This is an optimization exercise on Yosys and OpenROAD, whose aim is small area, a short achievable clock period and few clock cycles, not a production implementation.
Only simulation tests tie the RTL to the original design; equivalence was not proved.
No activity file was given, so power comes from the tool's default toggle rates.

==> design/flow/design.v <==
module DT(
 input    clk, 
 input   reset,
 output reg  done ,
 output reg  sti_rd ,
 output reg  [9:0] sti_addr ,
 input  [15:0] sti_di,
 output reg  res_wr ,
 output reg  res_rd ,
 output reg  [13:0] res_addr ,
 output reg  [7:0] res_do,
 input  [7:0] res_di
 );
reg [3:0] count; 
reg [3:0] ns; 
parameter idle = 4'b0000; 
parameter forward = 4'b0001; 
parameter NW = 4'b0010; 
parameter N = 4'b0011; 
parameter NE = 4'b0100; 
parameter W = 4'b0101; 
parameter backward = 4'b0110; 
parameter SE = 4'b0111; 
parameter S = 4'b1000; 
parameter SW = 4'b1001; 
parameter E = 4'b1010; 
parameter write = 4'b1011; 
parameter finish = 4'b1100; 
always @(posedge clk or negedge reset) begin  
  if(!reset)
    count <= 14;
  else if(sti_addr == 1023 && count == 0)
    count <= 1;
  else case(ns)
    forward:
      count <= count - 1;
    backward:
      count <= count + 1;
    default:
      count <= count; 
  endcase
end
always @(posedge clk) begin  
  if(!reset)
    ns <= idle;
  else begin
    case(ns)
      idle:begin 
        if(reset)
          ns <= forward;
        else
          ns <= idle;
        end
      forward:begin 
        if(sti_addr == 1023 && count == 0)
          ns <= backward;
        else if(sti_di[count])
          ns <= NW;
        else if(!sti_di[count])
          ns <= forward;
        else
          ns <= NW;
        end
      NW:begin 
        ns <= N;
      end
      N:begin 
        ns <= NE;
      end
      NE:begin 
        ns <= W;
      end
      W:begin 
        if(sti_addr == 1023 && count == 0)
          ns <= backward;
        else
          ns <= forward;
      end
      backward:begin 
        if(sti_di[count])
          ns <= SE;
        else if(count == 14 && sti_addr == 8)
          ns <= finish;
        else if(!sti_di[count])
          ns <= backward;
        else
          ns <= SE;
      end
      SE:begin 
        ns <= S;
      end
      S:begin 
        ns <= SW;
      end
      SW:begin 
        ns <= E;
      end
      E:begin 
        ns <= write;
      end
      write:begin 
        if(count >= 14 && sti_addr == 8)
          ns <= finish;
        else
          ns <= backward;
      end
      default:
        ns <= idle;
    endcase
  end
end
always @(posedge clk or negedge reset) begin  
  if(!reset)
    sti_addr <= 0;
  else if(sti_addr == 1023 && ns == forward)
    sti_addr <= 1023;
  else if(ns == forward && count == 0)
    sti_addr <= sti_addr + 1;
  else if(ns == backward && count == 15)
    sti_addr <= sti_addr - 1;
  else
    sti_addr <= sti_addr;
end
always @(posedge clk or negedge reset) begin  
  if(!reset)
    sti_rd <= 0;
  else if(ns == forward)
    sti_rd <= 1;
  else
    sti_rd <= 1;
end
always @(posedge clk or negedge reset) begin  
  if(!reset)
    res_addr <= 0;
  else if(sti_di[count] && ns == forward)
    res_addr <= res_addr - 128;
  else if(sti_di[count] && ns == backward)
    res_addr <= res_addr + 128;
  else case(ns)
    NW:
      res_addr <= res_addr + 1;
    N:
      res_addr <= res_addr + 1;
    NE:
      res_addr <= res_addr + 126;
    W:
      res_addr <= res_addr + 1;
    forward:
      res_addr <= res_addr + 1;
    SE:
      res_addr <= res_addr - 1;
    S:
      res_addr <= res_addr - 1;
    SW:
      res_addr <= res_addr - 126;
    E:
      res_addr <= res_addr - 1;
    backward:
      res_addr <= res_addr - 1;
    default:
      res_addr <= res_addr;
  endcase
end
always @(posedge clk or negedge reset) begin  
  if(!reset)
    res_wr <= 0;
  else if(ns == forward && !sti_di[count])
    res_wr <= 1;
  else case(ns) 
    W:
      res_wr <= 1;
    write:
      res_wr <= 1;
    default:
      res_wr <= 0;
  endcase
end
always @(posedge clk or negedge reset) begin  
  if(!reset)
    res_rd <= 0;
  else if(sti_di[count])
    res_rd <= 1;
  else
    res_rd <= 1;
end
always @(posedge clk or negedge reset) begin  
  if(!reset)
    res_do <= 0;
  else if(!sti_di[count] && ns == forward)
    res_do <= 0;
  else case(ns)
    NW:
      res_do <= res_di;
    N:
      res_do <= (res_di < res_do ? res_di : res_do);
    NE:
      res_do <= (res_di < res_do ? res_di : res_do);
    W:
      res_do <= (res_di < res_do ? res_di + 1 : res_do + 1);
    SE:
      res_do <= res_di;
    S:
      res_do <= ((res_di < res_do) ? res_di : res_do);
    SW:
      res_do <= ((res_di < res_do) ? res_di : res_do);
    E:
      res_do <= ((res_di < res_do) ? res_di : res_do);
    write:
      res_do <= ((res_di < (res_do + 1)) ? res_di : res_do + 1);
    default:
      res_do <= res_do;
  endcase 
end
always @(posedge clk or negedge reset) begin
  if(!reset)
    done <= 0;
  else if(ns == finish)
    done <= 1;
  else
    done <= 0;
end
endmodule
==> design/flow/run.sh <==
#!/bin/bash
# synth_recipe.tcl (not shown) runs the flow's synth.tcl, then flattens the netlist and writes it again
# the make line also repeats each setting of config.mk as NAME=value (left out here)
make -C /OpenROAD-flow-scripts/flow DESIGN_CONFIG=/design/flow/config.mk WORK_HOME=/design/flow/orfs CLKGATE_MAP_FILE= SYNTH_SCRIPT=/design/flow/synth_recipe.tcl finish
==> design/flow/config.mk <==
export PLATFORM = sky130hd
export DESIGN_NAME = DT
export DESIGN_NICKNAME = DT
export VERILOG_FILES = /design/flow/design.v
export SDC_FILE = /design/flow/constraint.sdc
export NUM_CORES = 4
export LEC_CHECK = 0
export CAP_MARGIN = 20
export CORE_MARGIN = 2
export CORE_UTILIZATION = 40
export SLEW_MARGIN = 20
==> design/flow/constraint.sdc <==
create_clock -name core_clock -period 5.0 [get_ports {clk}]
set_input_delay 1.0000 -clock core_clock [delete_from_list [all_inputs] [get_ports {clk}]]
set_output_delay 1.0000 -clock core_clock [all_outputs]
set_load 0.01 [all_outputs]
Figure 1. Signal wires on met2.
Scale: 4 px per um.
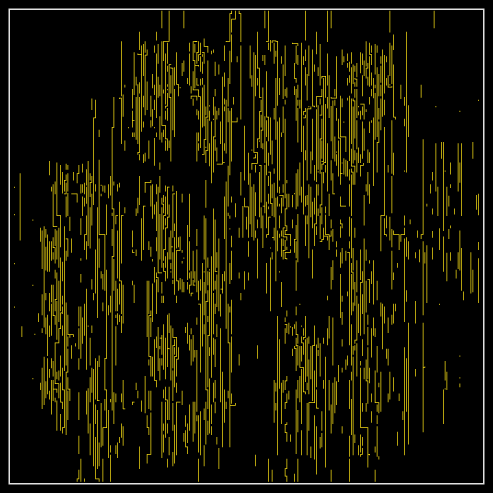
The layer holds 46% of the routed length. The wires run mostly vertical.

Figure 2. Placed standard cells.
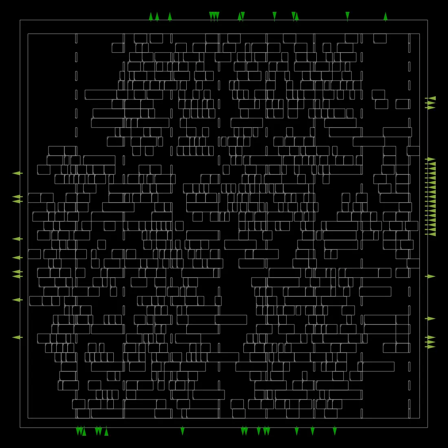
num sequential: 43
Tap Cells: 172
Row Count: 41
Seq/total area: 0.174
core area: 0.0127 mm^2

==> flow_summary.toml <==
[pwr]
p_total_mw = 3.79
leakagePower_nw = 2.45
power.density_mw_per_mm2 = 624
ir_drop_mv = 0.220

[timing]
timing.final.crit_share = 0.803
fin_setup_tns_ns = 0
slew_headroom = 0.393
drv_slew = 0
hold_viol = 0
fin_ws_ns = 0.983
rsz0062_at_grt = "no"
worst-slew-pin-transition_ns = 0.907
min_period_ns = 4.02
clock_skew_ns = 0.00590
fmax_ghz = 0.249

[drt]
vias = 5260
ant_nets = 0
via_per_inst = 5.93
drt_iter0_drc = 366
wire_per_inst_um = 16.9
dr.pass1.iters = 5
drc_errors = 0

[yosys]
ys_async_sr_fraction = 0.907
synth.distinct_cells = 82
ys_warn_count = 1
avgSynthCellArea_um2 = 7.78
synth_top_cell_area_share = 0.173
seq_area_frac_synth = 0.203
syn_inst = 671
ys_ff_latch = 43
synth_nets = 752
synth_edf_count = 0
yosys_most_used_dff = "dfrtp_1"
syn-cell-area_mm2 = 0.00522
synth.largest_area_cell = "dfrtp_1"

[placed_design]
hpwl_um = 11200
dp.cells = 879
io_buffers = 61
gp_congestion = 0.937

[cts]
cts-root-buf = "clkbuf_16"
cts_setup_buffers = 0
post_cts_resized = 0
cts_buffer_depth = 2
clk_pin_slew_worst_paths_ns = 0.07
htree_num_levels = 2
ctsHoldBuffers = 0
clock_sink_count = 43
cts_tree = "built"
clock_latency_ns = 0.29

[worst_setup_path]
crit_chain = "inv_1, nand2_1, nor2_1, inv_1, ha_1, o21a_1, o21a_1, a311oi_1, a21oi_1, xor2_1, a211oi_1, o221ai_1"
crit_family = "compound AO/OA/AOI/OAI gates"
arrival_ns = 4.17
crit_type = "flip-flop to flip-flop"
cp_max_fo = 27
cpPeakStageDelay_ns = 0.73
worst_setup_path_start_kind = "flip-flop"
path_buf_inv = 2
setup.worst_path.end_class = "flip-flop"
cp_slowest_cell = "nor2_1"

[final_layout]
multi_input_area_mm2 = 0.00389
fin_cells = 887
nets = 795
drive_gt1_frac = 0.0559
area_growth_pct = 16.5
fill_cells = 1278
final-seq-area_mm2 = 0.00106

[floorplan]
fp.dieW_um = 118
io-pin-count = 62
die_h_um = 118
dieArea_mm2 = 0.0140
start_util = 0.412

[status]
status = "timing/DRC/antenna clean"

[job]
maxCapViolations = 0

[worst_hold_path]
hold_class = "input port to asynchronous set/reset pin"

[global_route]
grt_start_max_net_pins = 34
grt_pass1_vias = 4927
grt_use_total = 0.210
overflow = 0
Testbench counts, summed over its fixed seeds: cycles 1,777,860.
Figure 3. I/O nets highlighted.
Scale: 4 px per um.
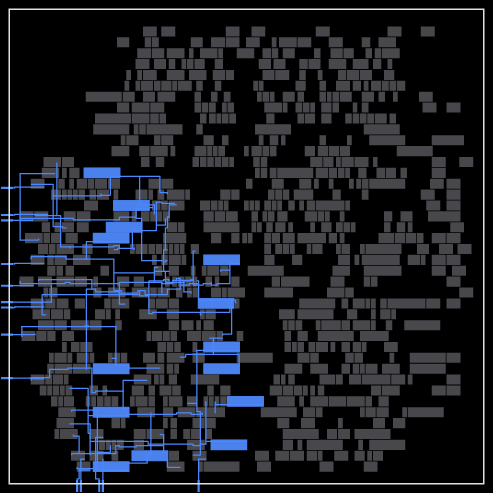
Blue marks res_addr, bits 14, direction output, edge 9 west, 5 south, end cells 14, buffers 14, wire 1100 um.

Figure 4. Power grid.
Scale: 4 px per um. Pins as bars on the die edge.
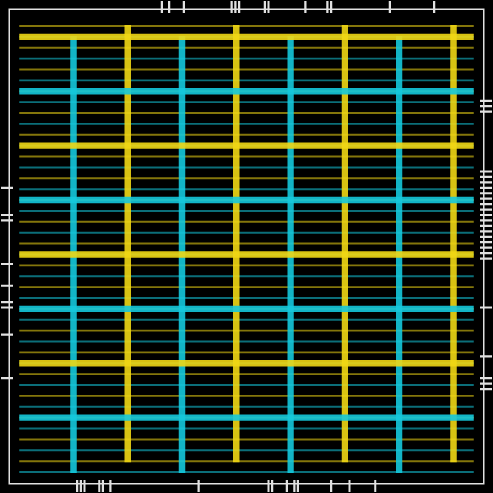
Yellow marks VDD. Cyan marks VSS.
8 straps on met4. 62 signal pins sit on the boundary. 8 straps on met5. The core has 41 rows.

-- layout by cell type (no fill, tap or decap), types with 5 or more instances in the layout --
cell type / instances
o22ai_1: 6
nand2b_1: 10
inv_1: 29
o21a_1: 9
nor2b_1: 5
xnor2_1: 27
clkdlybuf4s50_1: 60
xor2_1: 15
mux2i_1: 14
clkbuf_16: 5
ha_1: 51
nand3_1: 25
nor3_1: 32
o211ai_1: 14
a21o_1: 9
dfrtp_1: 36
o21ai_0: 38
and3_1: 9
nand2_1: 61
and2_1: 6
a21oi_1: 58
nor2_1: 60
a211oi_1: 14
o32ai_1: 5
a31oi_1: 8
buf_4: 7
-- worst reg2reg max path: cells and delay by family (launching register included) --
| family | cells | cell delay (ns) |
|---|---|---|
| flops | 1 | 0.60 |
| xor+xnor | 1 | 0.16 |
| buf+inv | 2 | 0.55 |
| fa+ha+maj | 1 | 0.40 |
| compound gates | 6 | 1.33 |
| simple gates | 2 | 0.85 |
-- final cells by class --
cell class | instances | area share
multi-input combinational | 567 | 0.640
tap | 172 | 0.0354
sequential | 43 | 0.174
clock buffer | 5 | 0.0206
clock inverter | 3 | 0.00329
timing repair buffer | 68 | 0.108
inverter | 29 | 0.0179
-- stage by stage --
step	hold slack, ns	cell area [um^2]	utilization
after global placement	0.573	5930	0.468
after detailed placement	0.589	5930	0.468
after floorplan	0.594	5220	-
after CTS	0.576	6080	0.480
final	0.573	6080	0.480
after global routing	0.586	6080	0.480
-- final timing paths --
path | start | to | slack, ns | depth (start not counted)
hold reg to reg | count[2] | count[2] | 0.59 | 2
hold / removal | reset | res_addr[5] | 0.57 | 1
max in group asynchronous | reset | count[1] | 3.68 | 2
setup / recovery | ns[1] | res_addr[12] | 0.98 | 12
min in group core_clock | count[2] | count[2] | 0.59 | 2
setup reg to reg | ns[1] | res_addr[12] | 0.98 | 12
-- where the power goes --
part | switching (mW) | leakage, nW | internal, mW
Clock | 0.151 | 0.0658 | 0.185
Sequential | 0.326 | 0.503 | 0.515
Combinational | 1.43 | 1.88 | 1.18
Total | 1.91 | 2.45 | 1.88
-- logic make-up after synthesis --
| group | synth area share |
|---|---|
| fa+ha+maj | 0.138 |
| compound gates | 0.273 |
| buf+inv | 0.0513 |
| flops | 0.203 |
| simple gates | 0.226 |
| xor+xnor | 0.0705 |
| mux | 0.0376 |
| other cells | 0.000718 |
-- registers in the layout (all words and copies together) (netlist names) --
| name | flops |
|---|---|
| count | 4 |
| done | 1 |
| ns | 4 |
| res_addr | 14 |
| res_do | 8 |
| res_rd | 1 |
| res_wr | 1 |
| sti_addr | 10 |
-- Yosys cell counts, types with 15 or more instances --
library cell,n
nor2_1,60
xor2_1,15
inv_1,29
nand2_1,61
nor3_1,32
o21ai_0,38
xnor2_1,27
nand3_1,25
dfrtp_1,36
a21oi_1,58
ha_1,51
-- metal layers --
metal | wire (um) | track usage | vias up
met3 | 696 | 0.0285 | 12
met5 | 0 | 0 | -
met1 | 7360 | 0.302 | 2510
met2 | 6850 | 0.332 | 152
met4 | 124 | 0.0505 | 0
li1 | - | - | 2586

==> separate check: timing with driven ports <==
How much do the figures lean on ideal ports? The routed layout below was timed once more, with nothing changed but the port constraints.
Step 1: set_driving_cell puts a clkbuf_16 on clk and a buf_2 on each other input, an assumption about the parent block.
Step 2, shift: input delay + t, output delay - t, t = (earliest + latest rising clock arrival at the registers) / 2. This alone moves slack from input paths to output paths.
Slacks: ideal ports / drivers / drivers and shift; pairs: ideal ports / drivers.
t, ns: 0.325
setup WS [ns]: 0.983 / 0.983 / 0.983
pins driven straight from the clock port: 1
After both steps this run still meets setup and hold. For this run, drivers alone change the setup slack by 0.000 ns; drivers and shift together by 0.000 ns.
